This is an optimization exercise on Yosys and OpenROAD, whose aim is small area, not a production implementation.
Not every run is shown, and edits may drop behaviour that the tests do not exercise.
No run shown here included a check of the RTL's function; only the layout flow was run.
Power is estimated from default activity; no workload was simulated.

$ cat design.v
module IntMemReqHold
  (
   AxVALIDhold,
   AxREADYhold,
   AxREADYhold_c,
   ACLK,
   ARESETn,
   AxVALID,
   AxREADY,
   xREADY,
   xVALID,
   xLAST
   );
  input	 ACLK;
  input	 ARESETn;
  output AxVALIDhold;    
  output AxREADYhold;    
  output AxREADYhold_c;  
  input	 AxVALID;        
  input	 AxREADY;        
  input	 xREADY;         
  input	 xVALID;         
  input	 xLAST;          
  wire	      wait_for_resp_in;
  reg	        wait_for_resp;
  assign AxVALIDhold = AxVALID & ~wait_for_resp;
  assign AxREADYhold = AxREADY & ~wait_for_resp;
  assign AxREADYhold_c = AxREADY & ~wait_for_resp_in;
  assign        wait_for_resp_in = ((AxREADY & AxVALID) | wait_for_resp) &  
				      ~(xLAST & xVALID & xREADY);  
  always @(posedge ACLK or negedge ARESETn)
    begin
      if (!ARESETn)
	begin
	  wait_for_resp <=   1'b0;
	end
      else
	begin
	  wait_for_resp <=   wait_for_resp_in;
	end
    end
endmodule
module IntMemAdrNxt
  (
    AddrIn,
    AxLEN,
    AxSIZE,
    AxBURST,
    AddrOut
  );
  input  [19 : 0] AddrIn;     
  input   [7 : 0] AxLEN;      
  input   [2 : 0] AxSIZE;     
  input   [1 : 0] AxBURST;    
  output [19 : 0] AddrOut;    
  wire   [19 : 0] AddrIn;
  wire    [7 : 0] AxLEN;
  wire    [2 : 0] AxSIZE;
  wire    [1 : 0] AxBURST;
  wire   [19 : 0] AddrOut;
  reg  [19 : 0] OffsetAddr;  
  wire [19 : 0] IncrAddr;    
  wire [19 : 0] WrapAddr;    
  wire [19 : 0] MuxAddr;     
  reg  [19 : 0] CalcAddr;    
  always @ (AxSIZE or AddrIn)
  begin
    case (AxSIZE)
      3'b000   : OffsetAddr = AddrIn[19:0];
      3'b001  : OffsetAddr = { 1'b0 ,   AddrIn[19:1] };
      3'b010  : OffsetAddr = { 2'b00,   AddrIn[19:2] };
      3'b011  : OffsetAddr = { 3'b000,  AddrIn[19:3] };
      3'b100 : OffsetAddr = { 4'b0000, AddrIn[19:4] };
      3'b101 : OffsetAddr = { 5'b00000,AddrIn[19:5] };
      default        : OffsetAddr = {20{1'bx}};  
    endcase
  end
assign IncrAddr = OffsetAddr + 1'b1;
  assign WrapAddr[19:8] = OffsetAddr[19:8];
  assign WrapAddr[7:0]  = (AxLEN & IncrAddr[7:0]) | (~AxLEN & OffsetAddr[7:0]);
  assign MuxAddr = AxBURST == 2'b10 ? WrapAddr : IncrAddr;
  always @ (AxSIZE or MuxAddr)
  begin
    case (AxSIZE)
      3'b000   : CalcAddr = MuxAddr;
      3'b001  : CalcAddr = {MuxAddr [ 18:0],1'b0    };
      3'b010  : CalcAddr = {MuxAddr [ 17:0],2'b00   };
      3'b011  : CalcAddr = {MuxAddr [ 16:0],3'b000  };
      3'b100 : CalcAddr = {MuxAddr [ 15:0],4'b0000 };
      3'b101 : CalcAddr = {MuxAddr [ 14:0],5'b00000};
      default        : CalcAddr = {20{1'bx}};  
    endcase
  end
  assign AddrOut = (AxBURST == 2'b00) ? AddrIn : CalcAddr;
endmodule
module IntMemAddrGen
  (
   ACLK,          
   ARESETn,       
   AxADDR,        
   AxSIZE,        
   AxBURST,       
   AxLEN,         
   AxID,          
   AxVALID,       
   AxREADY,       
   AddrOut,       
   AddrId,        
   AddrLast,      
   AddrValid,     
   DataLast,      
   xVALID,        
   xREADY         
   );
  parameter	    ID_WIDTH   = 4;            
  localparam	    ID_MAX     = ID_WIDTH-1;
  input		          ACLK;         
  input		          ARESETn;      
  input [31:0]	    AxADDR;       
  input [2:0]	      AxSIZE;       
  input [1:0]	      AxBURST;      
  input [7:0]	      AxLEN;        
  input [ID_MAX:0]  AxID;         
  input		          AxVALID;      
  input		          AxREADY;      
  output [31:0]	    AddrOut;      
  output [ID_MAX:0] AddrId;       
  output	          AddrLast;     
  output	          AddrValid;    
  output	          DataLast;     
  input		          xVALID;        
  input		          xREADY;        
  wire [31:0]	      AxADDR;        
  wire [2:0]	      AxSIZE;        
  wire [1:0]	      AxBURST;       
  wire [7:0]	      AxLEN;         
  wire [ID_MAX:0]   AxID;          
  wire		          AxVALID;       
  wire		          AxREADY;       
  wire [31:0]	      AddrOut;      
  wire [ID_MAX:0]   AddrId;       
  wire		          AddrLast;     
  wire		          AddrValid;    
  wire		          DataLast;     
  wire		          xVALID;        
  wire		          xREADY;        
  reg [31:0]	      AxADDRmuxr;
  reg [31:0]	      AxADDRr;
  reg [7:0]	        AxLENr;
  reg [ID_MAX:0]    AxIDr;
  reg [2:0]	        AxSIZEr;
  reg [1:0]	        AxBURSTr;
  wire [31:0]	      AxADDRmux;
  wire [7:0]	      AxLENmux;
  wire [ID_MAX:0]   AxIDmux;
  wire [2:0]	      AxSIZEmux;
  wire [1:0]	      AxBURSTmux;
  wire [31:0]	      AxADDRinc;
  wire		          enaddrmuxr;     
  wire [7:0]	      AddrCount;
  reg [7:0]	        AddrCountr;
  wire		          enaddrcount;  
  wire [7:0]	      DataCount;
  reg [7:0]	        DataCountr;
  wire		          endatacount;  
  wire		          validreq;     
  wire		          validresp;    
  wire		          validdata;    
  wire		          lastdata;     
  reg 		          nlastr;
  assign 	      validreq  = AxVALID & AxREADY;
  assign        validresp = xVALID & xREADY;
  assign        validdata = xVALID & xREADY & !DataLast;
  assign        lastdata  = xVALID & xREADY & DataLast;
  always @ (posedge ACLK or negedge ARESETn)
    if (!ARESETn)
      AxADDRmuxr[31:0]    <=   32'h00000000;
    else if (enaddrmuxr)
      AxADDRmuxr[31:0]    <=   AxADDRmux[31:0];
  assign 	enaddrmuxr = validreq | validdata;
  always @ (posedge ACLK or negedge ARESETn)
    if (!ARESETn) begin
      AxADDRr[31:0]   <=   32'h0000_0000;
      AxLENr[7:0]     <=   8'b0000;
      AxSIZEr[2:0]    <=   3'b000;
      AxBURSTr[1:0]   <=   2'b0;
      AxIDr[ID_MAX:0] <=   ID_MAX*{1'b0};
    end
    else if (validreq) begin
      AxADDRr[31:0]   <=   AxADDR;
      AxLENr[7:0]     <=   AxLEN[7:0];
      AxSIZEr[2:0]    <=   AxSIZE[2:0];
      AxBURSTr[1:0]   <=   AxBURST[1:0];
      AxIDr[ID_MAX:0] <=   AxID[ID_MAX:0];
    end
  assign AxLENmux    = validreq ? AxLEN   : AxLENr;
  assign AxSIZEmux   = validreq ? AxSIZE  : AxSIZEr;
  assign AxBURSTmux  = validreq ? AxBURST : AxBURSTr;
  assign AxIDmux     = validreq ? AxID    : AxIDr;
  assign AddrOut[31:0]      = AxADDRmux[31:0];
  assign AddrId[ID_MAX:0]   = AxIDmux[ID_MAX:0];
  assign AxADDRmux[31:0]    = validreq
                              ? AxADDR[31:0]
                              : ((validresp)
                                  ? AxADDRinc[31:0]
                                  : AxADDRmuxr[31:0]);
IntMemAdrNxt u_IntMemAdrNxt
    ( 
     .AddrIn         (AxADDRmuxr[19:0]),
     .AxLEN          (AxLENmux[7:0]),
     .AxSIZE         (AxSIZEmux[2:0]),
     .AxBURST        (AxBURSTmux[1:0]),
     .AddrOut        (AxADDRinc[19:0])
     );
  assign 	AxADDRinc[31:20] = AxADDRmuxr[31:20];
  assign AddrValid = validreq | ( validresp && !(AddrCountr[7:0]==8'h0) );
  assign AddrLast = (( AddrCount[7:0] == 8'h0 ) & validreq                            )    
                  | (( AddrCount[7:0] == 8'h0 ) & validresp & ( AddrCountr[7:0]!=8'h0 ));  
  assign AddrCount =
    (validreq | (AddrCountr == 0)) ? AxLENmux
                                   : (AddrCountr[7:0] - 8'h1);
  always @ (posedge ACLK or negedge ARESETn)
    if (!ARESETn)
      AddrCountr[7:0] <=   8'h0;
    else if (enaddrcount)
      AddrCountr[7:0] <=   AddrCount[7:0];
  assign enaddrcount = validreq | validresp;
  assign DataLast = validreq ? (AxLENmux==8'h0 & validresp) :  nlastr;
  assign DataCount[7:0] =  ((DataCountr==8'h0) ?              AxLENmux
                                              : (validreq ? ( AxLENmux - {7*{1'b0},(validresp)})
                                                          : (DataCountr - 8'h1)));
  always @ (posedge ACLK or negedge ARESETn)
    if (!ARESETn)
      DataCountr[7:0] <=   8'h0;
    else if (endatacount)
      DataCountr[7:0] <=   DataCount[7:0];
  assign endatacount = validresp;
  always @ (posedge ACLK or negedge ARESETn)
    if (!ARESETn)
      nlastr   <=   1'b1;
    else
      nlastr   <=   validresp ? (DataCount==8'h1)
                                         : (validreq ? (AxLENmux==8'h0)
                                                     : (!xVALID & nlastr) );                                            
endmodule
module IntMemWrCtrl (
                   ACLK,
                   ARESETn,
                   AWID,
                   AWADDR,
                   AWLEN,
                   AWSIZE,
                   AWBURST,
                   AWVALID,
                   AWREADY,
                   AWLOCK,
                   WVALID,
                   WREADY,
                   BID,
                   BRESP,
                   BVALID,
                   BREADY,
                   WAddrValid,
                   WAddrReady,
                   WAddrOut
);
  parameter           DATA_WIDTH = 128;            
  parameter           ID_WIDTH   = 4;              
  localparam          DATA_MAX   = DATA_WIDTH-1;   
  localparam          ID_MAX     = ID_WIDTH-1;     
  input                     ACLK;        
  input                     ARESETn;     
  input [ID_MAX : 0]  AWID;        
  input [31 : 0]      AWADDR;      
  input [7 : 0]       AWLEN;       
  input [2 : 0]       AWSIZE;      
  input [1 : 0]       AWBURST;     
  input                     AWVALID;     
  output                    AWREADY;     
  input [1:0]               AWLOCK ;
  input                     WVALID;      
  output                    WREADY;      
  output [ID_MAX : 0] BID;         
  output [1 : 0]      BRESP;       
  output                    BVALID;      
  input                     BREADY;      
  output                    WAddrValid;  
  input                     WAddrReady;  
  output [31 : 0]     WAddrOut;    
  wire                      ACLK;        
  wire                      ARESETn;     
  reg   [1:0] BRESP_TYPE ;
  wire [ID_MAX : 0]   AWID;        
  wire [31 : 0]       AWADDR;      
  wire [7 : 0]        AWLEN;       
  wire [2 : 0]        AWSIZE;      
  wire [1 : 0]        AWBURST;     
  wire                      AWVALID;     
  wire                      AWVALIDhold;
  wire                      AWREADY;     
  wire                      AWREADYi;
  wire                      AWREADYhold;
  wire                      WVALID;      
  wire                      WREADY;      
  wire [ID_MAX : 0]   BID;         
  wire [1 : 0]        BRESP;       
  wire                      BVALID;      
  wire                      BREADY;      
  wire                      WAddrValid;  
  wire                      WAddrReady;  
  wire [31 : 0]       WAddrOut;    
  wire [31 : 0]       AddrOut;
  wire [ID_MAX : 0]   AddrId;
  wire                      AddrLast;
  wire                      AddrValid;
  wire                      AddrReady;
  wire                      DataLast;
  wire                      wrongwid;
  wire                      brespi;
  reg [ID_MAX : 0]    bidr;
  reg                         bvalidr;
  reg                         wreadyr;
  reg                       AddrValidr;
  assign WAddrValid         = AddrValid;
  assign WAddrOut[31:0]     = AddrOut[31:0];
  assign AddrReady          = WAddrReady;
  assign AWREADY            = AWREADYhold;
  assign AWREADYi           = AWVALIDhold & WVALID & WAddrReady;
  assign WREADY             =   WAddrReady & ( AWVALIDhold ? WVALID : wreadyr) ;
  assign BID[ID_MAX:0]      = bidr[ID_MAX:0];
  assign BRESP[1:0]         = BRESP_TYPE ;
  assign brespi             = wrongwid;
  assign BVALID             = bvalidr;
  IntMemAddrGen #(ID_WIDTH) u_IntMemAddrGen
    (
     .ACLK(ACLK),
     .ARESETn(ARESETn),
     .AxADDR(AWADDR),
     .AxSIZE(AWSIZE),
     .AxBURST(AWBURST),
     .AxLEN(AWLEN),
     .AxID(AWID),
     .AxVALID(AWVALIDhold),
     .AxREADY(AWREADYhold),
     .AddrOut(AddrOut),
     .AddrId(AddrId),
     .AddrLast(AddrLast),
     .AddrValid(AddrValid),
     .DataLast(DataLast),
     .xVALID(WVALID),
     .xREADY(WREADY)
     );
  always @ (posedge ACLK or negedge ARESETn)
  begin
      if(!ARESETn)
      begin
          BRESP_TYPE <= 2'b00 ;
      end
      else if(~bvalidr)
      begin
            if(AWVALID & AWREADY)
                begin
                    case(AWLOCK)
                    2'b00: BRESP_TYPE <= {brespi,1'b0};
                    2'b01: BRESP_TYPE <= 2'b01 ;
                    2'b10: BRESP_TYPE <= {brespi,1'b0};
                    2'b11: BRESP_TYPE <= {brespi,1'b0};
                    default:BRESP_TYPE <= {brespi,1'b0};
                    endcase
                end
            else
            begin
                BRESP_TYPE <= BRESP_TYPE | {brespi,1'b0} ;
            end
      end
  end
  always @ (posedge ACLK or negedge ARESETn)
    if (!ARESETn) begin
      bidr[ID_MAX:0] <=   ID_WIDTH*{1'b0};
      bvalidr        <=   1'b0;
      wreadyr        <=   1'b0;
      AddrValidr     <=   1'b0;
    end else begin  
      bidr[ID_MAX:0] <=   DataLast ? AddrId[ID_MAX:0] : bidr[ID_MAX:0];
      bvalidr        <=   bvalidr  ? (!BREADY)        : (DataLast & AddrValid);
      wreadyr        <=   !AddrLast & WREADY;
      AddrValidr     <=   AddrValid;
    end 
  assign wrongwid = 1'b0;
  IntMemReqHold u_IntMemReqHold
    (
     .AxVALIDhold(AWVALIDhold),
     .AxREADYhold(AWREADYhold),
     .AxREADYhold_c (),
     .ACLK(ACLK),
     .ARESETn(ARESETn),
     .AxVALID(AWVALID),
     .AxREADY(AWREADYi),
     .xREADY(BREADY),
     .xVALID(BVALID),
     .xLAST(1'b1)
     );
endmodule
module IntMemRdCtrl (
                   ACLK,
                   ARESETn,
                   ARID,
                   ARADDR,
                   ARLEN,
                   ARSIZE,
                   ARBURST,
                   ARVALID,
                   ARREADY,
                   ARLOCK,
                   RID,
                   RLAST,
                   RDATA,
                   RRESP,
                   RVALID,
                   RREADY,
                   RAddrValid,
                   RAddrReady,
                   RAddrOut,
                   RData,
                   RResp
                  );
  parameter		DATA_WIDTH = 128;            
  parameter		ID_WIDTH   = 4;              
  localparam		DATA_MAX   = DATA_WIDTH-1;   
  localparam		ID_MAX     = ID_WIDTH-1;     
  input			            ACLK;        
  input			            ARESETn;     
  input [ID_MAX:0]	    ARID;        
  input [31:0]	        ARADDR;      
  input [7:0]		        ARLEN;       
  input [2:0]		        ARSIZE;      
  input [1:0]		        ARBURST;     
  input			            ARVALID;     
  output		            ARREADY;     
  input [1:0]		            ARLOCK;     
  output [ID_MAX:0]	    RID;         
  output		            RLAST;       
  output [DATA_MAX:0]	  RDATA;       
  output [1:0]   	      RRESP;       
  output		            RVALID;      
  input			            RREADY;      
  output		            RAddrValid;  
  input			            RAddrReady;  
  output [31:0]	        RAddrOut;    
  input			            RResp;       
  input [DATA_MAX:0]	  RData;       
  wire [ID_MAX:0]	      RID;         
  wire			            RLAST;       
  wire [DATA_MAX:0]	    RDATA;       
  wire [1:0]		        RRESP;       
  wire			            RVALID;      
  wire			            RREADY;      
  wire			            ARVALIDhold;
  wire			            ARREADYhold;
  wire			            RAddrValid;  
  wire			            RAddrReady;  
  wire [31:0]		        RAddrOut;    
  wire			            RResp;       
  wire [DATA_MAX:0]  	  RData;       
  wire [31:0]		        AddrOut;
  wire [31:0]		        MaskAddr;
  wire [31:0]		        AddrInv;
  wire [ID_MAX:0]	      AddrId;
  wire			            AddrLast;
  wire			            AddrValid;
  wire			            AddrReady;
  wire			            DataLast;
  reg			              DataValid;
  reg			              RREADYr;
  reg			              AddrValidr;
  reg			              DataLastr;
  wire [DATA_MAX:0]	    RDatai;
  reg  [DATA_MAX:0]	    RDatar;
  wire [31:0]		        AddrBitUsed;
  reg  [127:0]		      ShiftMe;
  reg  [DATA_MAX:0]	    MaskDatar;
  wire [DATA_MAX:0]	    MaskAndDataX;
  wire [DATA_MAX:0]	    MaskOrDataX;
  reg  [DATA_MAX:0]	    RDATAr;
  reg			              ValidReqr;
  wire [2:0]		        Size;
  reg			              selRDATAr;
  wire                  AxREADYhold_c;
  reg [1:0] RRESP_TYPE ;
  assign RAddrValid         = AddrValid;
  assign RAddrOut[31:0]     = AddrOut[31:0];
  assign AddrReady          = RAddrReady;
  assign ARREADY            = ARREADYhold;
  assign RID[ID_MAX:0]      = AddrId [ID_MAX : 0];
  assign RLAST              = DataLast | DataLastr;
  assign RRESP[1:0]         = RRESP_TYPE;
  assign RVALID             = DataValid;
  assign RDATA[DATA_MAX:0]  = RDatai[DATA_MAX:0] ;
  assign RDatai[DATA_MAX:0]  = (AddrValidr)
                                ? RData[DATA_MAX:0]
                                : RDatar[DATA_MAX:0];
  IntMemAddrGen #(ID_WIDTH) u_IntMemAddrGen
    (
     .ACLK     (ACLK),
     .ARESETn  (ARESETn),
     .AxADDR   (ARADDR),
     .AxSIZE   (ARSIZE),
     .AxBURST  (ARBURST),
     .AxLEN    (ARLEN),
     .AxID     (ARID),
     .AxVALID  (ARVALIDhold),
     .AxREADY  (ARREADYhold),
     .AddrOut  (AddrOut),
     .AddrId   (AddrId),
     .AddrLast (AddrLast),
     .AddrValid(AddrValid),
     .DataLast (DataLast),
     .xVALID   (RVALID),
     .xREADY   (RREADY)
     );
  always @ (posedge ACLK or negedge ARESETn)
    if (!ARESETn) begin
      DataValid  <=   1'b0;
      RREADYr    <=   1'b1;
      AddrValidr <=   1'b0;
      DataLastr  <=   1'b0;
      RDatar     <=   DATA_WIDTH*{1'b0};
      RDATAr     <=   DATA_WIDTH*{1'b0};
      ValidReqr  <=   1'b0;
      selRDATAr  <=   1'b0;
    end else begin
      DataValid  <=   	(AddrReady & AddrValid) ? 1'b1 :
	                         (RREADY ? 1'b0 : DataValid);
      RREADYr    <=   RREADY;
      AddrValidr <=   AddrValid;
      DataLastr  <=   (RREADY | (RVALID & ~DataLastr)) ? (DataLast & ~RREADY) : DataLastr;
      RDatar     <=   AddrValidr        ? RData    : RDatar;
      RDATAr     <=   !selRDATAr        ? RDATA    : RDATAr;
      ValidReqr  <=   ARVALIDhold & ARREADYhold;
      selRDATAr  <=   !AddrValid | (selRDATAr&!RREADY);
    end 
  always @ (posedge ACLK or negedge ARESETn)
  begin
      if(!ARESETn)
      begin
          RRESP_TYPE <= 2'b00 ;
      end
      else if(ARVALID & ARREADY)
      begin
          case(ARLOCK)
              2'b00: RRESP_TYPE <= 2'b00 ;
              2'b01: RRESP_TYPE <= 2'b01 ;
              2'b10: RRESP_TYPE <= 2'b00 ;
              2'b11: RRESP_TYPE <= 2'b00 ;
              default:RRESP_TYPE <= 2'b00 ;
          endcase
      end
  end
  IntMemReqHold U_IntMemReqHold
    (
     .AxVALIDhold     (ARVALIDhold),
     .AxREADYhold     (ARREADYhold),
     .AxREADYhold_c   (AxREADYhold_c),
     .ACLK            (ACLK),
     .ARESETn         (ARESETn),
     .AxVALID         (ARVALID),
     .AxREADY         (RAddrReady),
     .xREADY          (RREADY),
     .xVALID          (RVALID),
     .xLAST           (RLAST)
   );
endmodule
module IntMemArb (
                   ACLK,
                   ARESETn,
                   mem_type,
                   read_done,
                   write_done,
                   remap,
                   waddr_valid,
                   axi_awvalid,
                   waddr_ready,
                   waddr_out,
                   axi_awaddr,
                   raddr_valid,
                   axi_arvalid,
                   raddr_ready,
                   raddr_out,
                   axi_araddr,
                   mem0_cs_n,
                   mem0_wr_n,
                   mem0_rd_n,
                   mem0_addr,
                   mem0_wr_addr,
                   mem1_cs_n,
                   mem1_wr_n,
                   mem1_rd_n,
                   mem1_addr,
                   mem1_wr_addr,
                   mem2_cs_n,
                   mem2_wr_n,
                   mem2_rd_n,
                   mem2_addr,
                   mem2_wr_addr 
);
input           ACLK;
input           ARESETn;
input           mem_type;
input           read_done;
input           write_done;
input           remap;
input           axi_awvalid;
input           waddr_valid;
input  [31:0]   waddr_out; 
output          waddr_ready;
input  [31:0]   axi_awaddr;    
input           axi_arvalid;
input           raddr_valid;
input  [31:0]   raddr_out;      
output          raddr_ready;
input  [31:0]   axi_araddr;   
output          mem0_cs_n;
output          mem0_wr_n;
output          mem0_rd_n;
output [31:0]   mem0_addr;
output [31:0]   mem0_wr_addr;
output          mem1_cs_n;
output          mem1_wr_n;
output          mem1_rd_n;
output [31:0]   mem1_addr;
output [31:0]   mem1_wr_addr;
output          mem2_cs_n;
output          mem2_wr_n;
output          mem2_rd_n;
output [31:0]   mem2_addr;
output [31:0]   mem2_wr_addr;
parameter IDLE   = 2'b00;
parameter RD     = 2'b01;
parameter WR     = 2'b10;
parameter RDWR   = 2'b11;
reg [31:0]  waddr;
reg [31:0]  raddr;  
wire        arb_c;
wire        arb_r;
wire        arb_w;
reg [1:0]   mem_status;
reg         waddr_ready;
reg         raddr_ready;
wire        sp_mem;     
wire [31:0] mux_addr;
wire     mem_cs_n      = !( waddr_valid | raddr_valid );
wire     mem_bank0     = mem0_addr[20]; 
wire     mem_bank1     = !mem0_addr[20];
wire     mem_sub_bank0 = ~((mem0_addr[18:15]==4'h0)&(mem0_addr[14:12]==3'd0|mem0_addr[14:12]==3'd1));
wire     mem_sub_bank1 = ((mem0_addr[18:15]==4'h0)&(mem0_addr[14:12]==3'd0|mem0_addr[14:12]==3'd1));
assign   mem0_cs_n    = mem_cs_n ; 
assign   mem0_wr_n    = (!waddr_valid) | mem0_cs_n;
assign   mem0_rd_n    = !raddr_valid | mem0_cs_n;
assign   mem0_wr_addr = waddr_out;
assign   mem1_cs_n    = 1'b1; 
assign   mem1_wr_n    = (!waddr_valid) | mem1_cs_n;
assign   mem1_rd_n    = (!raddr_valid) | mem1_cs_n;
assign   mem1_wr_addr = waddr_out;
assign   mem2_cs_n    = 1'b1; 
assign   mem2_wr_n    = (!waddr_valid) | mem2_cs_n;
assign   mem2_rd_n    = (!raddr_valid) | mem2_cs_n;
assign   mem2_wr_addr = waddr_out;
assign   mux_addr     = ( mem_status == 2'b01 ) ? raddr_out  : waddr_out ; 
assign   sp_mem       = ( mem_type == 1'b0 );
assign   mem0_addr    = raddr_out;
assign   mem1_addr    = sp_mem ? mux_addr : raddr_out;
assign   mem2_addr    = sp_mem ? (mux_addr-14'h2000) : raddr_out;
always @(posedge ACLK or negedge ARESETn)begin
     if(!ARESETn) 
         waddr <=  32'b0;
     else if (axi_awvalid)
         waddr <= axi_awaddr;
end         
always @(posedge ACLK or negedge ARESETn)begin
     if(!ARESETn) 
         raddr <=  32'b0;
     else if (axi_arvalid)
         raddr <= axi_araddr;
end   
    assign arb_c =  (axi_awaddr[31:16] == axi_araddr[31:16]) ? 1'b1 : 1'b0;
    assign arb_w =  (axi_awaddr[31:16] == raddr[31:16]) ? 1'b1 : 1'b0;
    assign arb_r =  (waddr[31:16] == axi_araddr[31:16]) ? 1'b1 : 1'b0;
always @(posedge ACLK or negedge ARESETn)begin
     if(!ARESETn) begin
         waddr_ready   <= 1'b0;
         raddr_ready   <= 1'b0;
         mem_status    <= 2'b00;
     end 
     else case (mem_status)
        IDLE: begin
             if(axi_awvalid & !axi_arvalid) begin
                mem_status    <= WR;
                raddr_ready   <= 1'b0;
                waddr_ready   <= 1'b1;
             end
             else if(axi_arvalid & !axi_awvalid) begin
                mem_status    <= RD;
                waddr_ready   <= 1'b0;
                raddr_ready   <= 1'b1;
             end
             else if(axi_awvalid & axi_arvalid & arb_c) begin
                mem_status    <= WR;
                waddr_ready   <= 1'b1;
                raddr_ready   <= 1'b0;
             end
             else if(axi_awvalid & axi_arvalid & !arb_c) begin
                mem_status    <= RDWR;
                waddr_ready   <= 1'b1;
                raddr_ready   <= 1'b1;
             end
         end
         WR: begin
             if (write_done & axi_arvalid) begin
                mem_status    <= RD;
                waddr_ready   <= 1'b0;
                raddr_ready   <= 1'b1;
             end    
             else if(axi_arvalid & !arb_r) begin
                mem_status    <= RDWR;
                waddr_ready   <= waddr_ready;
                raddr_ready   <= 1'b1;
             end
             else if (write_done) begin
                mem_status    <= IDLE;
                waddr_ready   <= 1'b0;
                raddr_ready   <= 1'b0;
             end
         end
         RD: begin    
             if (read_done & axi_awvalid) begin
                mem_status    <= WR;
                waddr_ready   <= 1'b1;
                raddr_ready   <= 1'b0;
             end    
             else if(axi_awvalid & !arb_w) begin
                mem_status    <= RDWR;
                waddr_ready   <= 1'b1;
                raddr_ready   <= raddr_ready;
             end
             else if (read_done) begin
                mem_status    <= IDLE;
                waddr_ready   <= 1'b0;
                raddr_ready   <= 1'b0;
             end
         end
         default: begin    
             if(read_done & write_done) begin
                mem_status    <= IDLE;
                waddr_ready   <= 1'b0;
                raddr_ready   <= 1'b0;
             end
             else if (read_done ) begin
                mem_status    <= WR;
                waddr_ready   <= waddr_ready;
                raddr_ready   <= 1'b0;
             end    
             else if (write_done) begin
                mem_status    <= RD;
                waddr_ready   <= 1'b0;
                raddr_ready   <= raddr_ready;
             end
         end
    endcase
end
endmodule
module IntMem (
            scan_en,
            aclk,
            areset_n,
            mem_type,
            remap,
            axi_awid,
            axi_awaddr,
            axi_awlen,
            axi_awsize,
            axi_awburst,
            axi_awlock,
            axi_awcache,
            axi_awprot,
            axi_awvalid,
            axi_awready,
            axi_wdata,
            axi_wstrb,
            axi_wlast,
            axi_wvalid,
            axi_wready,
            axi_bid,
            axi_bresp,
            axi_bvalid,
            axi_bready,
           axi_arid,      
           axi_araddr,       
           axi_arlen,     
           axi_arsize,    
           axi_arburst,   
           axi_arlock,    
           axi_arcache,   
           axi_arprot,    
           axi_arvalid,   
           axi_arready,
           axi_rid,
           axi_rdata,
           axi_rresp,
           axi_rlast,
           axi_rvalid,
           axi_rready,
           mem0_cs_n,
           mem0_wr_n,
           mem0_rd_n,
           mem0_wr_byte_en,
           mem0_addr,
           mem0_wr_addr,
           mem0_din,
           mem0_dout,
           mem1_cs_n,
           mem1_wr_n,
           mem1_rd_n,
           mem1_wr_byte_en,
           mem1_addr,
           mem1_wr_addr,
           mem1_din,
           mem1_dout,
           mem2_cs_n,
           mem2_wr_n,
           mem2_rd_n,
           mem2_wr_byte_en,
           mem2_addr,
           mem2_wr_addr,
           mem2_din,
           mem2_dout 
);
parameter             ID_WIDTH   = 12;           
parameter             DATA_WIDTH = 128;          
localparam            ID_MAX     = ID_WIDTH-1;
input               scan_en;
input               aclk;                                               
input               areset_n;
input               mem_type;  
input               remap;
input  [ ID_MAX:0]  axi_awid;
input  [31:0]       axi_awaddr;
input  [ 7:0]       axi_awlen;   
input  [ 2:0]       axi_awsize;   
input  [ 1:0]       axi_awburst;   
input  [ 1:0]       axi_awlock;   
input  [ 3:0]       axi_awcache;   
input  [ 2:0]       axi_awprot;   
input               axi_awvalid;
output              axi_awready;
input  [DATA_WIDTH-1:0]      axi_wdata;
input  [DATA_WIDTH/8-1:0]       axi_wstrb;
input               axi_wlast;
input               axi_wvalid;
output              axi_wready;
output [ ID_MAX:0]  axi_bid;
output [ 1:0]       axi_bresp;
output              axi_bvalid;
input               axi_bready;
input  [ ID_MAX:0]  axi_arid;
input  [31:0]       axi_araddr;   
input  [ 7:0]       axi_arlen;
input  [ 2:0]       axi_arsize;
input  [ 1:0]       axi_arburst;
input  [ 1:0]       axi_arlock;
input  [ 3:0]       axi_arcache;
input  [ 2:0]       axi_arprot;
input               axi_arvalid;
output              axi_arready;
output [ ID_MAX:0]  axi_rid;
output [DATA_WIDTH-1:0]      axi_rdata;
output [ 1:0]       axi_rresp;
output              axi_rlast;   
output              axi_rvalid;       
input               axi_rready;
output              mem0_cs_n;    
output              mem0_wr_n;    
output              mem0_rd_n;    
output  [DATA_WIDTH/8-1:0]      mem0_wr_byte_en;
output  [31:0]      mem0_addr;    
output  [31:0]      mem0_wr_addr; 
output  [DATA_WIDTH-1:0]      mem0_din;
input   [DATA_WIDTH-1:0]      mem0_dout;
output              mem1_cs_n;    
output              mem1_wr_n;    
output              mem1_rd_n;    
output  [DATA_WIDTH/8-1:0]      mem1_wr_byte_en;
output  [31:0]      mem1_addr;    
output  [31:0]      mem1_wr_addr; 
output  [DATA_WIDTH-1:0]     mem1_din;
input   [DATA_WIDTH-1:0]     mem1_dout;
output              mem2_cs_n;    
output              mem2_wr_n;    
output              mem2_rd_n;    
output  [DATA_WIDTH/8-1:0]      mem2_wr_byte_en;
output  [31:0]      mem2_addr;    
output  [31:0]      mem2_wr_addr; 
output  [DATA_WIDTH-1:0]     mem2_din;
input   [DATA_WIDTH-1:0]     mem2_dout;
wire                waddr_valid;
wire                waddr_ready;
wire  [31:0]        waddr_out;
wire                raddr_valid;
wire                raddr_ready;
wire  [31:0]        raddr_out;
wire  [DATA_WIDTH-1:0]       rdata;
wire  [7:0]         mem_wr_mask;
wire                read_done;
wire                write_done;
reg                 mem0_rd_n_dly;
reg                 mem1_rd_n_dly;
reg                 mem2_rd_n_dly;
always @(posedge aclk)begin
    mem0_rd_n_dly <= ~mem0_rd_n;
end
always @(posedge aclk)begin
    mem1_rd_n_dly <= ~mem1_rd_n;
end
always @(posedge aclk)begin
    mem2_rd_n_dly <= ~mem2_rd_n;
end
assign  rdata           = mem0_rd_n_dly ?  mem0_dout :
                          mem1_rd_n_dly ?  mem1_dout :
                          mem2_rd_n_dly ?  mem2_dout : 256'h0;
assign  mem0_din        =  axi_wdata;
assign  mem0_wr_byte_en =  axi_wstrb;
assign  mem1_din        =  axi_wdata;
assign  mem1_wr_byte_en =  axi_wstrb;
assign  mem2_din        =  axi_wdata;
assign  mem2_wr_byte_en =  axi_wstrb;
assign  read_done      =  ( axi_rready & axi_rlast & axi_rvalid ) ;
assign  write_done     =  ( axi_bvalid & axi_bready ) ;
IntMemWrCtrl #(DATA_WIDTH,ID_WIDTH) u_IntMemWrCtrl(
                   .ACLK                 (aclk),
                   .ARESETn              (areset_n),
                   .AWID                 (axi_awid), 
                   .AWADDR               (axi_awaddr),
                   .AWLEN                (axi_awlen),
                   .AWSIZE               (axi_awsize),
                   .AWBURST              (axi_awburst),
                   .AWVALID              (axi_awvalid),
                   .AWREADY              (axi_awready),
                   .AWLOCK               (axi_awlock),
                   .WVALID               (axi_wvalid),
                   .WREADY               (axi_wready),
                   .BID                  (axi_bid),
                   .BRESP                (axi_bresp),
                   .BVALID               (axi_bvalid),
                   .BREADY               (axi_bready),
                   .WAddrValid           (waddr_valid),
                   .WAddrReady           (waddr_ready),
                   .WAddrOut             (waddr_out)
);
IntMemRdCtrl #(DATA_WIDTH,ID_WIDTH) u_IntMemRdCtrl(
                   .ACLK                 (aclk),
                   .ARESETn              (areset_n),
                   .ARID                 (axi_arid),
                   .ARADDR               (axi_araddr),
                   .ARLEN                (axi_arlen),
                   .ARSIZE               (axi_arsize),
                   .ARBURST              (axi_arburst),
                   .ARVALID              (axi_arvalid),
                   .ARREADY              (axi_arready),
                   .ARLOCK               (axi_arlock),
                   .RID                  (axi_rid),
                   .RLAST                (axi_rlast),
                   .RDATA                (axi_rdata),
                   .RRESP                (axi_rresp),
                   .RVALID               (axi_rvalid),
                   .RREADY               (axi_rready),
                   .RAddrValid           (raddr_valid),
                   .RAddrReady           (raddr_ready),
                   .RAddrOut             (raddr_out),
                   .RData                (rdata),
                   .RResp                (1'b0)
                  );
IntMemArb u_IntMemArb (
                   .ACLK                 (aclk),
                   .ARESETn              (areset_n),
                   .mem_type             (mem_type),
                   .read_done            (read_done),
                   .write_done           (write_done),
                   .remap                (remap),
                   .waddr_valid          (waddr_valid),
                   .axi_awvalid          (axi_awvalid),
                   .waddr_ready          (waddr_ready),
                   .waddr_out            (waddr_out),
                   .axi_awaddr           (axi_awaddr),
                   .raddr_valid          (raddr_valid),
                   .axi_arvalid          (axi_arvalid),                   
                   .raddr_ready          (raddr_ready),
                   .raddr_out            (raddr_out),
                   .axi_araddr           (axi_araddr),
                   .mem0_cs_n             (mem0_cs_n),
                   .mem0_wr_n             (mem0_wr_n),
                   .mem0_rd_n             (mem0_rd_n),
                   .mem0_addr             (mem0_addr),
                   .mem0_wr_addr          (mem0_wr_addr),
                   .mem1_cs_n             (mem1_cs_n),
                   .mem1_wr_n             (mem1_wr_n),
                   .mem1_rd_n             (mem1_rd_n),
                   .mem1_addr             (mem1_addr),
                   .mem1_wr_addr          (mem1_wr_addr),
                   .mem2_cs_n             (mem2_cs_n),
                   .mem2_wr_n             (mem2_wr_n),
                   .mem2_rd_n             (mem2_rd_n),
                   .mem2_addr             (mem2_addr),
                   .mem2_wr_addr          (mem2_wr_addr)
);
endmodule
$ cat run.sh
#!/bin/bash
# synth_recipe.tcl (not shown) runs the flow's synth.tcl, then flattens the netlist and writes it again
# the make line also repeats each setting of config.mk as NAME=value (left out here)
make -C /OpenROAD-flow-scripts/flow DESIGN_CONFIG=/design/flow/config.mk WORK_HOME=/design/flow/orfs CLKGATE_MAP_FILE= SYNTH_SCRIPT=/design/flow/synth_recipe.tcl finish
$ cat config.mk
export PLATFORM = sky130hd
export DESIGN_NAME = IntMem
export DESIGN_NICKNAME = IntMem
export VERILOG_FILES = /design/flow/design.v
export SDC_FILE = /design/flow/constraint.sdc
export NUM_CORES = 4
export LEC_CHECK = 0
export CAP_MARGIN = 20
export CORE_AREA = 10 10 530 530
export DIE_AREA = 0 0 540 540
export SLEW_MARGIN = 20
$ cat constraint.sdc
create_clock -name core_clock -period 11.0 [get_ports {aclk}]
set_input_delay 2.2000 -clock core_clock [delete_from_list [all_inputs] [get_ports {aclk}]]
set_output_delay 2.2000 -clock core_clock [all_outputs]
set_load 0.01 [all_outputs]
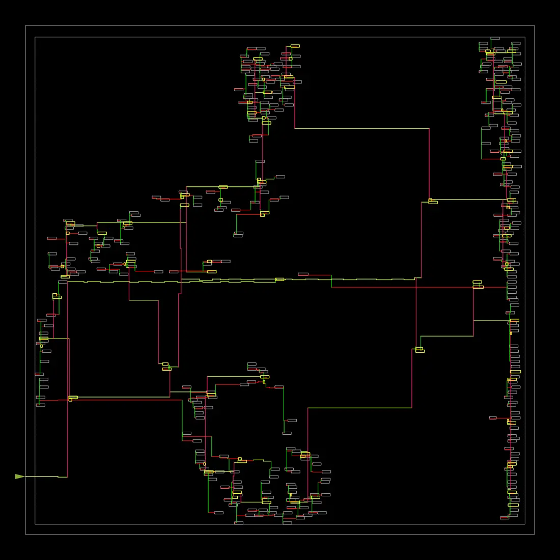
run_1/clocks.png
seq_cells: 334
worst-skew pair later-pin latency: 0.69 ns

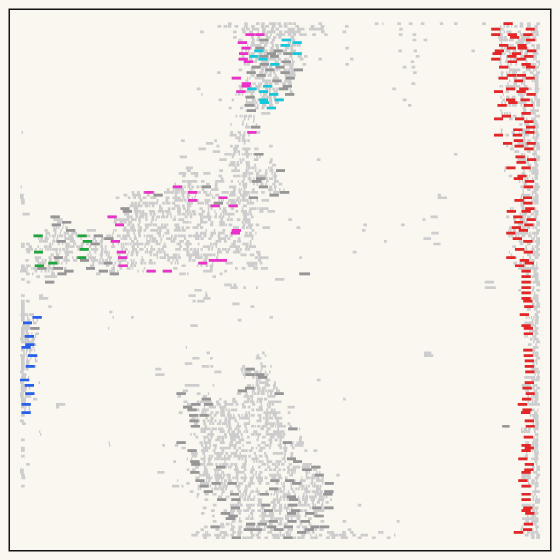
run_1/flops_by_reg.png
(1 px per µm)
legend:
  red:
    name_in_the_netlist: `u_IntMemRdCtrl.RDatar`
    placed_flops: 128
    where: a column on the right
  blue:
    name_in_the_netlist: `u_IntMemRdCtrl.u_IntMemAddrGen.AxIDr`
    placed_flops: 12
  magenta:
    name_in_the_netlist: `u_IntMemRdCtrl.u_IntMemAddrGen.AxADDRmuxr`
    placed_flops: 32
  green:
    name_in_the_netlist: `u_IntMemRdCtrl.u_IntMemAddrGen.AxLENr`
    placed_flops: 8
    where: left middle
  cyan:
    name_in_the_netlist: `u_IntMemArb.waddr`
    placed_flops: 16
    where: top middle
not colored: 138

==> run summary, run 1 <==
- Status: complete, no violations
- GR Overflow Total: 0
- Vias/cell: 3.55
- Setup TNS: 0 ns
- Antenna violations before repair: 37
- WHS: 0.473 ns
- Max clock buf depth: 3
- Leakage: 14.0 nW
- Seq cells post-synth: 334
- Critical Path Slowest Stage Cell: clkdlybuf4s50_1
- Number of flops mapped to enable cells by yosys: 0
- Htree depth: 2
- Global-route wire length before repair: 247 mm
- Worst slew pin tran: 1.06 ns
- Fraction of registers with async set/reset: 99.7%
- WP data required: 8.80 ns
- Tot GR Track Use: 12.4%
- Final Hold Viols: 0
- Starting Density: 9.93%
- Minimum clock period: 10.61 ns
- Largest net degree at the start of global routing: 77
- Number of DRC violations after detailed routing: 0
- Synthesis warning total: 7
- CTS Sinks: 334
- Syn Area/Cell: 7.81 µm²
- Max_cap viols: 0
- Fmax: 94.2 MHz
- Reg clk slew, reported paths: 0.06 ns
- Arrival @ worst endpoint: 8.41 ns
- TritonRoute pass-1 iters: 5
- Routed Antenna Nets: 0
- Placer Congestion: 0.933
- Period utilization: 96.5%
- IO buf count: 608
- Die Height: 540 µm
- Max-slew headroom: 28.5%
- Final setup violation count: 0
- CP endpoint kind: output pin
- Clock buffer count from CTS: 48
- Largest fanout on the critical path: 9
- Initial drt markers: 2065
- # rows: 190
- Slowest stage delay, CP: 0.81 ns
- Vias in the first global route: 24.5k
- I/O pins: 1466
- Synthesized instance count: 3416
- Dpl hpwl: 165 mm
- CORE AREA: 269000 µm²
- Routed vias: 25.4k
- Hold Crit Class: reg -> reg
- Yosys cell types: 100
- Root Buffer: clkbuf_16
- Total die area: 292000 µm²
- Area added between synthesis and finish: 36.2%
- Nets@finish: 4236
- PwrDens: 296 nW/µm²
- Layout cells sized above 1: 13.3%
- Primary FF master, synth: dfrtp_1
- Crit path kind: in -> out
- Critical path startpoint category: primary input
- VDD IR max: 0.152 mV
- RSZ-0062 raised after global routing: no
- Most frequent cells in the layout: nand2_1, clkdlybuf4s50_1, dfrtp_1, o21ai_0, inv_1
- Cell chain of the critical path: clkdlybuf4s50_1 -> nor3_1 -> a211oi_4 -> nor3_1 -> o31ai_2 -> ha_1 -> inv_1 -> nand4bb_2 -> buf_4 -> nor4_4 -> xnor2_1 -> a221o_1 -> a221oi_1 -> a31oi_4 -> mux2i_1 -> nand3_1 -> or3_1 -> xnor2_1 -> a221o_1 -> buf_4
- Hold buffer count at cts: 0
- Register area share after synthesis: 31.3%
- Slew Viols, Final: 0
- CTS tree: built
- WL/cell: 26.9 µm
- Synthesized cell area: 26700 µm²
- Fin Clk Skew: 0.0266 ns
- Detailed-route wire length: 192 mm
- Die Wd: 540 µm
- Commonest non-fill, non-tap cell in the layout: nand2_1
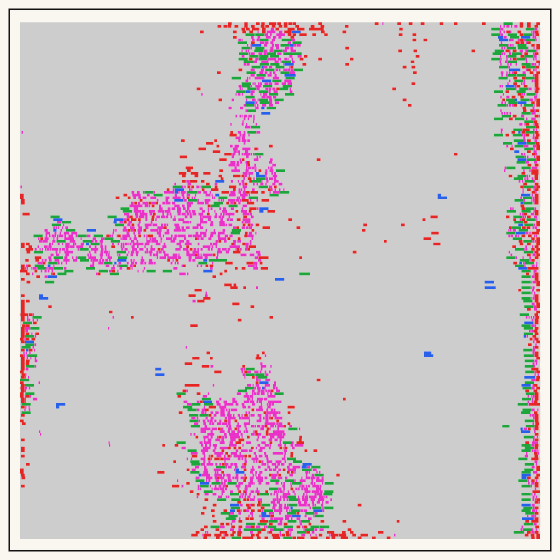
run_1/placement_by_type.png
(1 px per µm) Fill, decap, tap and diode cells in gray.
legend:
  red:
    class: remaining buffers and delay cells
    cells: 798
    share_of_their_area: 25%
  green:
    class: sequential cells
    cells: 334
    share_of_their_area: 26%
  blue:
    class: clock drivers and dummy loads
    cells: 90
    share_of_their_area: 5.3%
  magenta:
    class: combinational and other logic
    cells: 2368
    share_of_their_area: 43%

==> run 1: worst paths after layout <==
check | cells after the start | startpoint | slack, ns | end
max in group asynchronous | 3 | areset_n | 7.41 | u_IntMemArb.waddr[25]$_DFFE_PN0P_
setup / recovery | 20 | axi_awsize[2] | 0.39 | mem2_addr[28]
min in group asynchronous | 1 | areset_n | 1.51 | u_IntMemWrCtrl.bidr[5]$_DFFE_PN0P_
setup reg to reg | 17 | u_IntMemWrCtrl.u_IntMemAddrGen.AxSIZEr[1]$_DFF_PN0_ | 5.79 | u_IntMemWrCtrl.u_IntMemAddrGen.AxADDRmuxr[8]$_DFFE_PN0P_
hold / removal | 2 | u_IntMemWrCtrl.u_IntMemAddrGen.AxIDr[11]$_DFF_PN0_ | 0.47 | u_IntMemWrCtrl.u_IntMemAddrGen.AxIDr[11]$_DFF_PN0_
hold reg to reg | 2 | u_IntMemWrCtrl.u_IntMemAddrGen.AxIDr[11]$_DFF_PN0_ | 0.47 | u_IntMemWrCtrl.u_IntMemAddrGen.AxIDr[11]$_DFF_PN0_
==> run 1: cells in the mapped netlist (23+ instances only) <==
library cell    n  area, µm²
nand2_1       582       2180
nand3_1        44        220
nor4_1         23        144
dfrtp_1       331       8280
xnor2_1        42        368
mux2_2         69        777
a21oi_1       128        641
clkbuf_1      158        593
o21ai_0       302       1510
xor2_1         70        613
nand4_1        23        144
buf_4         520       3900
mux2i_1        67        671
nor2b_1        27        169
a22oi_1        24        180
a221oi_1       29        254
o211ai_1       23        173
a31oi_1        46        288
nand3b_1       50        375
inv_1         199        747
nor3_1         58        290
nor2_1        164        616
o22ai_1        43        269
nand2b_1       44        275
==> run 1: per-layer routing <==
| metal | vias up | wire (µm) | global-route usage, % |
|---|---|---|---|
| met3 | 322 | 33000 | 9.24 |
| met2 | 1689 | 88400 | 20.5 |
| met5 | - | 380 | 0.763 |
| li1 | 11441 | - | - |
| met1 | 11940 | 58800 | 11.2 |
| met4 | 22 | 11800 | 6.38 |
==> run 1: timing repair <==
action,in CTS,in global routing
setup buffers,0,3
resized for setup,0,7
setup endpoints to repair,0,11
==> run 1: area by class of cell <==
cell class,count,area (µm²)
Sequential cell,334,8360
Timing Repair Buffer,798,8040
Clock buffer,61,1330
Antenna cell,11,27.5
Inverter,202,763
Multi-Input combinational cell,2166,13000
Clock inverter,29,367
Tap cell,3552,4440
Fill cell,30853,232000
==> run 1: sequential cells by signal (all words and copies together) (netlist names), 8 cells and up <==
signal                                     count
u_IntMemWrCtrl.u_IntMemAddrGen.AxADDRmuxr     32
u_IntMemRdCtrl.RDatar                        128
u_IntMemWrCtrl.u_IntMemAddrGen.AxLENr          8
u_IntMemRdCtrl.u_IntMemAddrGen.AxLENr          8
u_IntMemWrCtrl.u_IntMemAddrGen.AxIDr          12
u_IntMemRdCtrl.u_IntMemAddrGen.AddrCountr      8
u_IntMemRdCtrl.u_IntMemAddrGen.AxIDr          12
u_IntMemRdCtrl.u_IntMemAddrGen.AxADDRmuxr     32
u_IntMemWrCtrl.bidr                           12
u_IntMemArb.raddr                             16
u_IntMemArb.waddr                             16
u_IntMemWrCtrl.u_IntMemAddrGen.DataCountr      8
u_IntMemRdCtrl.u_IntMemAddrGen.DataCountr      8
u_IntMemWrCtrl.u_IntMemAddrGen.AddrCountr      8
==> run 1: critical path: cells and delay by family <==
kind	cells	cell delay (ns)
xor+xnor	2	0.38
simple gates	6	1.54
buf+inv	4	1.28
fa+ha+maj	1	0.21
compound gates	6	2.45
mux	1	0.32
==> run 1: power breakdown <==
part           total (W)  internal, W  switching [W]
sequential       0.00209      0.00166       0.000429
combinational    0.00692      0.00282        0.00411
clock            0.00172     0.000991       0.000729
total             0.0107      0.00547        0.00526
==> run 1: logic make-up after synthesis <==
logic type,Yosys count,share of synthesized area (%)
buffers and inverters,922,20.4
adders and majority gates,15,0.704
muxes,141,5.72
AOI/OAI and AO/OA,772,18.6
DFF,334,31.3
xor gates and xnor gates,112,3.68
and+or+nand+nor,1118,19.5
other,2,0.0282
==> run 1: per-stage QoR <==
stage	worst slack, ns	cells	area, µm²	util (%)	power [W]
after floorplan	1.36	3422	26700	-	0.00547
after global placement	0.0125	7049	34500	12.9	0.00906
after detailed placement	0.0426	7049	34500	12.9	0.00907
after CTS	0.0260	7139	36200	13.5	0.0109
after global routing	0.000732	7147	36300	13.5	0.0115
final	0.390	7153	36300	13.5	0.0107
## Run 2: what changed since run 1
--- a/config.mk
+++ b/config.mk
@@ -6,4 +6,5 @@
 export NUM_CORES = 4
 export LEC_CHECK = 0
+export ABC_AREA = 1
 export CAP_MARGIN = 20
 export CORE_AREA = 10 10 530 530
==> run 2 against run 1 <==
  * Synthesized cell count is 9.6% higher
  * First-iteration DRC count is 3.8% lower
  * Critical path depth is 4 lower
  * Combinational power is 11% lower
  * Sequential power is 6% lower
  * Die area stayed put
  * Cell area is 3.6% lower
  * Final cell count is 4.1% higher
  * Fmax is 7.8% higher
  * Non-clock buffer count is 83 lower
  * Register-to-register slack better by 0.29 ns
  * Count of clock-buffer cells in the layout is 3 lower
  * Critical path type unchanged
  * Largest cell class unchanged
  * Highest routed layer unchanged
==> run summary, run 2 <==
- Status: complete, no violations (unchanged)
- Placed inst area: 33300 µm² (was 34500 µm²)
- Worst Setup EP: mem1_addr[3] (was mem2_addr[28])
- Layout cells sized above 1: 10.5% (was 13.3%)
- Synth top area share: 31.7% (was 31.1%)
- Synthesis warning total: 7 (unchanged)
- Routed Antenna Nets: 0 (unchanged)
- Detailed-route wire length: 203 mm (was 192 mm)
- Critical path startpoint category: primary input (unchanged)
- Largest net degree at the start of global routing: 137 (was 77)
- Routed vias: 25.6k (was 25.4k)
- Syn Area/Cell: 6.98 µm² (was 7.81 µm²)
- VDD IR max: 0.139 mV (was 0.152 mV)
- Max clock buf depth: 3 (unchanged)
- Global-route met2 utilization: 20.9% (was 20.5%)
- Crit path kind: in -> out (unchanged)
- GR Overflow Total: 0 (unchanged)
- Placer Congestion: 0.905 (was 0.933)
- RSZ-0062 raised after global routing: no (unchanged)
- Reg clk slew, reported paths: 0.06 ns (about the same)
- Vias in the first global route: 24.0k (was 24.5k)
- Global routing's busiest layer: met2 (unchanged)
- CP endpoint kind: output pin (unchanged)
- R2R setup slack: 6.08 ns (was 5.79 ns)
- Register area share after synthesis: 32.0% (was 31.3%)
- Number of DRC violations after detailed routing: 0 (unchanged)
- Htree depth: 2 (unchanged)
- Final Hold Viols: 0 (unchanged)
- Worst reg2reg path depth: 22 (was 17)
- Seq cells post-synth: 334 (unchanged)
- Routing usage on met1: 12.1% (was 11.2%)
- IO buf count: 608 (unchanged)
- Root Buffer: clkbuf_16 (unchanged)
- Max-slew headroom: 24.0% (was 28.5%)
- RR Endpoint: u_IntMemRdCtrl.u_IntMemAddrGen.AxADDRmuxr[6]$_DFFE_PN0P_ (was u_IntMemWrCtrl.u_IntMemAddrGen.AxADDRmuxr[8]$_DFFE_PN0P_)
- Max_cap viols: 0 (unchanged)
- Fraction of registers with async set/reset: 99.7% (unchanged)
- Number of flops mapped to enable cells by yosys: 0 (unchanged)
- CTS tree: built (unchanged)
- Initial drt markers: 1986 (was 2065)
- Yosys cell types: 67 (was 100)
- Setup TNS: 0 ns (unchanged)
- Resized Gates After CTS: 0 (unchanged)
- Nets@finish: 4517 (was 4236)
- Synthesized instance count: 3744 (was 3416)
- Largest fanout on the critical path: 67 (was 9)
- Starting Density: 9.73% (was 9.93%)
- WL/cell: 27.3 µm (was 26.9 µm)
- Post-synth top area cell: dfrtp_1 (unchanged)
- CP startpoint: axi_arvalid (was axi_awsize[2])
- Total Power: 0.00973 W (was 0.0107 W)
- Leakage: 14.6 nW (was 14.0 nW)
- Placed cells: 7335 (was 7049)
- Fmax: 102 MHz (was 94.2 MHz)
- Top cells by area, synth: dfrtp_1, buf_4, nand2_1 (unchanged)
- Arrival @ worst endpoint: 7.65 ns (was 8.41 ns)
- I/O pins: 1466 (unchanged)
- Vias/cell: 3.44 (was 3.55)
- Most frequent cells in the layout: nand2_1, clkdlybuf4s50_1, o21ai_0, inv_1, dfrtp_1 (was nand2_1, clkdlybuf4s50_1, dfrtp_1, o21ai_0, inv_1)
- Worst flop-to-flop path startpoint: u_IntMemArb.raddr_ready$_DFFE_PN0P_ (was u_IntMemWrCtrl.u_IntMemAddrGen.AxSIZEr[1]$_DFF_PN0_)
- Hold Crit Class: reg -> reg (unchanged)
- CTS Sinks: 334 (unchanged)
- Synthesized cell area: 26100 µm² (was 26700 µm²)
- Top cells by instance count after synthesis: nand2_1, buf_4, o21ai_0 (was nand2_1, buf_4, dfrtp_1)
- WP data required: 8.80 ns (about the same)
- Global-route wire length before repair: 256 mm (was 247 mm)
- Worst slew pin tran: 1.13 ns (was 1.06 ns)
- Final setup violation count: 0 (unchanged)
- TritonRoute pass-1 iters: 6 (was 5)
- Antenna violations before repair: 177 (was 37)
- Tot GR Track Use: 13.2% (was 12.4%)
- Met3 usage: 12.7% (was 9.24%)
- Post-CTS Setup Bufs: 0 (unchanged)
[run 2: cell count changes after synthesis, sizes merged, moves of 46 or more]
cell    change
nor2       +92
nand3     +256
o21ai     +126
nand3b     -46
mux2       -69
nand2     +286
mux2i      -70
inv       +206
[run 2: area by class of cell]
cell class	count	area (µm²)
Multi-Input combinational cell	2319	11600
Antenna cell	27	67.6
Fill cell	31071	234000
Sequential cell	334	8360
Timing Repair Buffer	715	7300
Clock buffer	58	1270
Inverter	415	1560
Tap cell	3552	4440
Clock inverter	28	353
[run 2: how the worst min path moves through the flow]
| stage | to | slack (ns) | start | depth (start not counted) |
|---|---|---|---|---|
| floorplan | u_IntMemWrCtrl.u_IntMemAddrGen.AxADDRmuxr[20]$_DFFE_PN0P_ | 0.44 | u_IntMemWrCtrl.u_IntMemAddrGen.AxADDRmuxr[20]$_DFFE_PN0P_ | 2 |
| global placement | u_IntMemWrCtrl.u_IntMemAddrGen.AxADDRmuxr[24]$_DFFE_PN0P_ | 0.46 | u_IntMemWrCtrl.u_IntMemAddrGen.AxADDRmuxr[24]$_DFFE_PN0P_ | 2 |
| detailed placement | u_IntMemWrCtrl.u_IntMemAddrGen.AxADDRmuxr[28]$_DFFE_PN0P_ | 0.46 | u_IntMemWrCtrl.u_IntMemAddrGen.AxADDRmuxr[28]$_DFFE_PN0P_ | 2 |
| CTS | u_IntMemRdCtrl.u_IntMemAddrGen.AxIDr[1]$_DFF_PN0_ | 0.48 | u_IntMemRdCtrl.u_IntMemAddrGen.AxIDr[1]$_DFF_PN0_ | 2 |
| global route | u_IntMemWrCtrl.u_IntMemAddrGen.AxADDRmuxr[22]$_DFFE_PN0P_ | 0.49 | u_IntMemWrCtrl.u_IntMemAddrGen.AxADDRmuxr[22]$_DFFE_PN0P_ | 2 |
| finish | u_IntMemWrCtrl.u_IntMemAddrGen.AxADDRmuxr[22]$_DFFE_PN0P_ | 0.47 | u_IntMemWrCtrl.u_IntMemAddrGen.AxADDRmuxr[22]$_DFFE_PN0P_ | 2 |
[run 2: logic make-up (layout without fill, tap and decap cells)]
family	Yosys count	after routing	share of synthesized area [%]
AO/OA/AOI/OAI	686	686	14.7
XOR/XNOR	69	69	2.31
adder cells (fa/ha/maj)	15	15	0.718
buffers and inverters	1097	1216	23.7
flip-flops	334	334	32.0
multiplexers	2	2	0.0766
other	2	35	0.0287
AND/OR/NAND/NOR	1539	1539	26.5
[run 2: critical path: stages]
cell,delay (ns)
clkdlybuf4s50_1,0.56
nand2_1,0.14
nor2_4,0.21
buf_4,0.61
or2_2,0.22
o21ai_0,0.16
a21oi_2,0.18
buf_4,0.28
clkinv_1,0.57
nor2_1,0.61
inv_1,0.18
o221ai_1,0.32
o21ai_0,0.25
o21ai_0,0.34
buf_4,0.23
clkdlybuf4s50_1,0.56
[run 2: power breakdown]
part           switching, W  leakage (nW)  internal, W  total (W)
combinational       0.00382          9.63      0.00232    0.00614
clock              0.000689         0.776     0.000945    0.00163
sequential         0.000265          4.19      0.00170    0.00196
total               0.00477          14.6      0.00496    0.00973
[run 2: metal layers]
metal / share of wire (%) / routed length (µm)
met3: 21 / 43600
met1: 31 / 62600
met2: 44 / 88900
met5: 0.22 / 451
met4: 3.8 / 7720
[run 2: stage by stage]
stage	setup slack, ns	utilization, %
floorplan	2.98	-
global placement	1.18	12.4
detailed placement	1.17	12.4
CTS	1.15	13.0
global route	0.668	13.0
finish	1.15	13.0
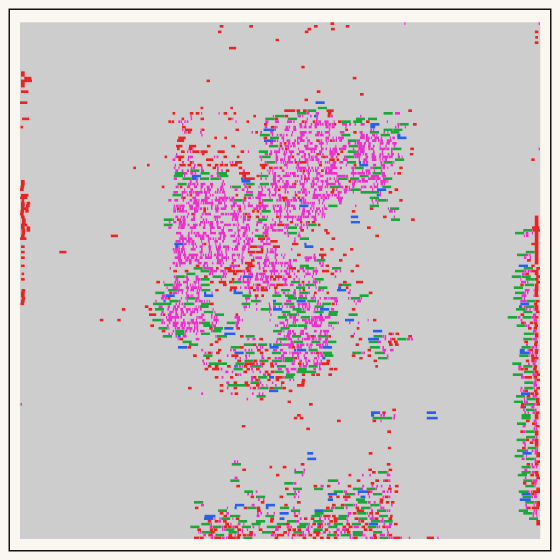
run_2/placement_by_type.png
(1 px per µm) Fill, decap, tap and diode cells in gray.
final instance area: 35000 µm²
Final Util: 13.0%
CORE AREA: 269000 µm²
Seq area share: 23.9%
# rows: 190

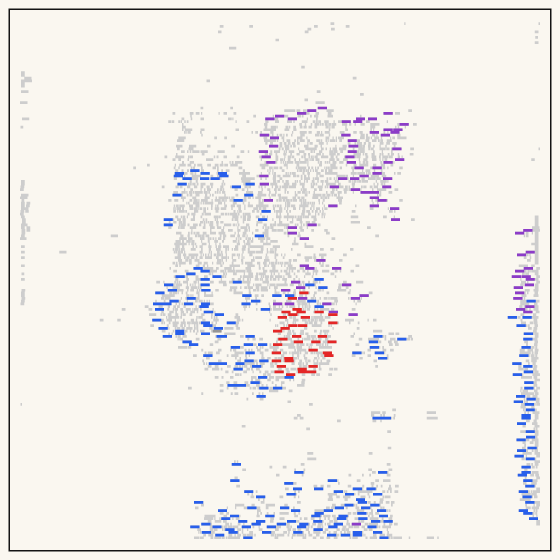
run_2/by_instance.png
(1 px per µm)
legend:
  blue:
    scope: `u_IntMemRdCtrl`
    placed_flops: 207
  red:
    scope: `u_IntMemArb`
    placed_flops: 36
    where: middle
  purple:
    scope: `u_IntMemWrCtrl`
    placed_flops: 90
Finished Layout Cells: 7448
total die area: 292000 µm²

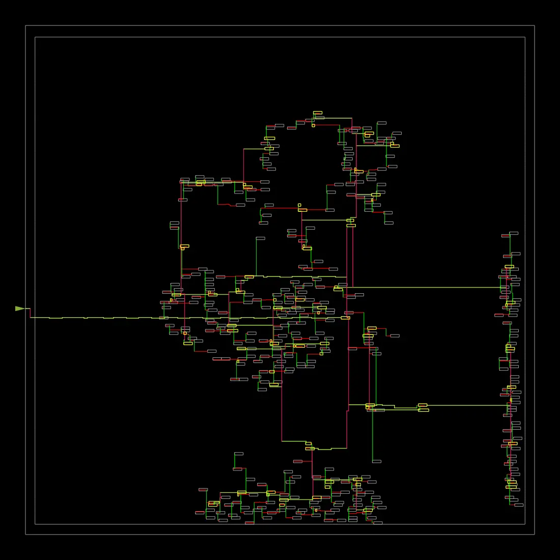
run_2/clocks.png
Clock Power: 0.00163 W
clock buffer count from CTS: 46
Fin Clk Skew: 0.0660 ns
worst-skew pair later-pin latency: 0.67 ns

## Run 3: what changed since run 2
--- a/config.mk
+++ b/config.mk
@@ -6,7 +6,6 @@
 export NUM_CORES = 4
 export LEC_CHECK = 0
-export ABC_AREA = 1
 export CAP_MARGIN = 20
-export CORE_AREA = 10 10 530 530
-export DIE_AREA = 0 0 540 540
+export CORE_AREA = 10 10 290 290
+export DIE_AREA = 0 0 300 300
 export SLEW_MARGIN = 20
==> run 3 against run 2 <==
  * Synthesized cell count down 8.8%
  * Synthesized area increased by 2.0%
  * The run now fails in I/O pin placement
==> run summary, run 3 <==
- Post-synth top area cell: dfrtp_1 (unchanged)
- Seq cells post-synth: 334 (unchanged)
- # rows: 102 (was 190)
- Yosys cell types: 100 (was 67)
- Synthesis warning total: 7 (unchanged)
- Top cells by instance count after synthesis: nand2_1, buf_4, dfrtp_1 (was nand2_1, buf_4, o21ai_0)
- Starting Density: 34.4% (was 9.73%)
- Error msg: [ERROR PPL-0024] Number of IO pins (1466) exceeds maximum number of available positions (1082). Increase the die perimeter from 1200.00um to 1993.76um.
- Synth top area share: 31.1% (was 31.7%)
- Die Height: 300 µm (was 540 µm)
- Fraction of registers with async set/reset: 99.7% (unchanged)
- Stop stage: I/O pin placement
- Top cells by area, synth: dfrtp_1, buf_4, nand2_1 (unchanged)
- Number of flops mapped to enable cells by yosys: 0 (unchanged)
- Die Wd: 300 µm (was 540 µm)
- Syn Area/Cell: 7.81 µm² (was 6.98 µm²)
- Synthesized instance count: 3416 (was 3744)
- Status: aborted with a tool error (was complete, no violations)
- Primary FF master, synth: dfrtp_1 (unchanged)
- Register area share after synthesis: 31.3% (was 32.0%)
- Synthesized cell area: 26700 µm² (was 26100 µm²)
- Top-count cell post-synth: nand2_1 (unchanged)
-- run 3: cell count changes after synthesis, sizes merged, moves of 26 or more --
cell and change:
clkbuf +40, inv -206, mux2 +69, mux2i +70, nand2 -286, nand2b +44, nand3 -256, nand3b +46
nor2 -92, nor2b +27, nor3 +42, o21ai -126, or2 -26, xor2 +30
-- run 3: kinds of logic after synthesis --
group,share of synthesized area [%]
XOR/XNOR,3.68
flip-flops,31.3
other,0.0282
multiplexers,5.72
AND/OR/NAND/NOR,19.5
AO/OA/AOI/OAI,18.6
adder cells (fa/ha/maj),0.704
buffers and inverters,20.4

## afterwards: timing with drivers on the ports
The results above use ideal ports. As a check the final layouts listed here were re-extracted and re-timed, cells and wires unchanged.
Step 1: set_driving_cell puts a clkbuf_16 on aclk and a buf_2 on each other input, an assumption about the parent block.
Step 2 moves the port delays by t, midway between the first and last clock arrival at a register: inputs arrive t later, outputs are due t later. That takes back most of the time a late clock gives input paths.
Three values: no drivers, after step 1, after step 2; two values: the first two.
| run | t (ns) | setup slack, ns | worst setup path after step 2 |
|---|---|---|---|
| run 1 | 0.759 | 0.390 / 0.220 / 0.220 | input to output |
| run 2 | 0.721 | 1.153 / 1.031 / 1.031 | input to output |
After both steps setup and hold are still met in every run listed. The setup slack of run 1, which loses most, moves by -0.170 ns with the drivers and by -0.170 ns with both steps.
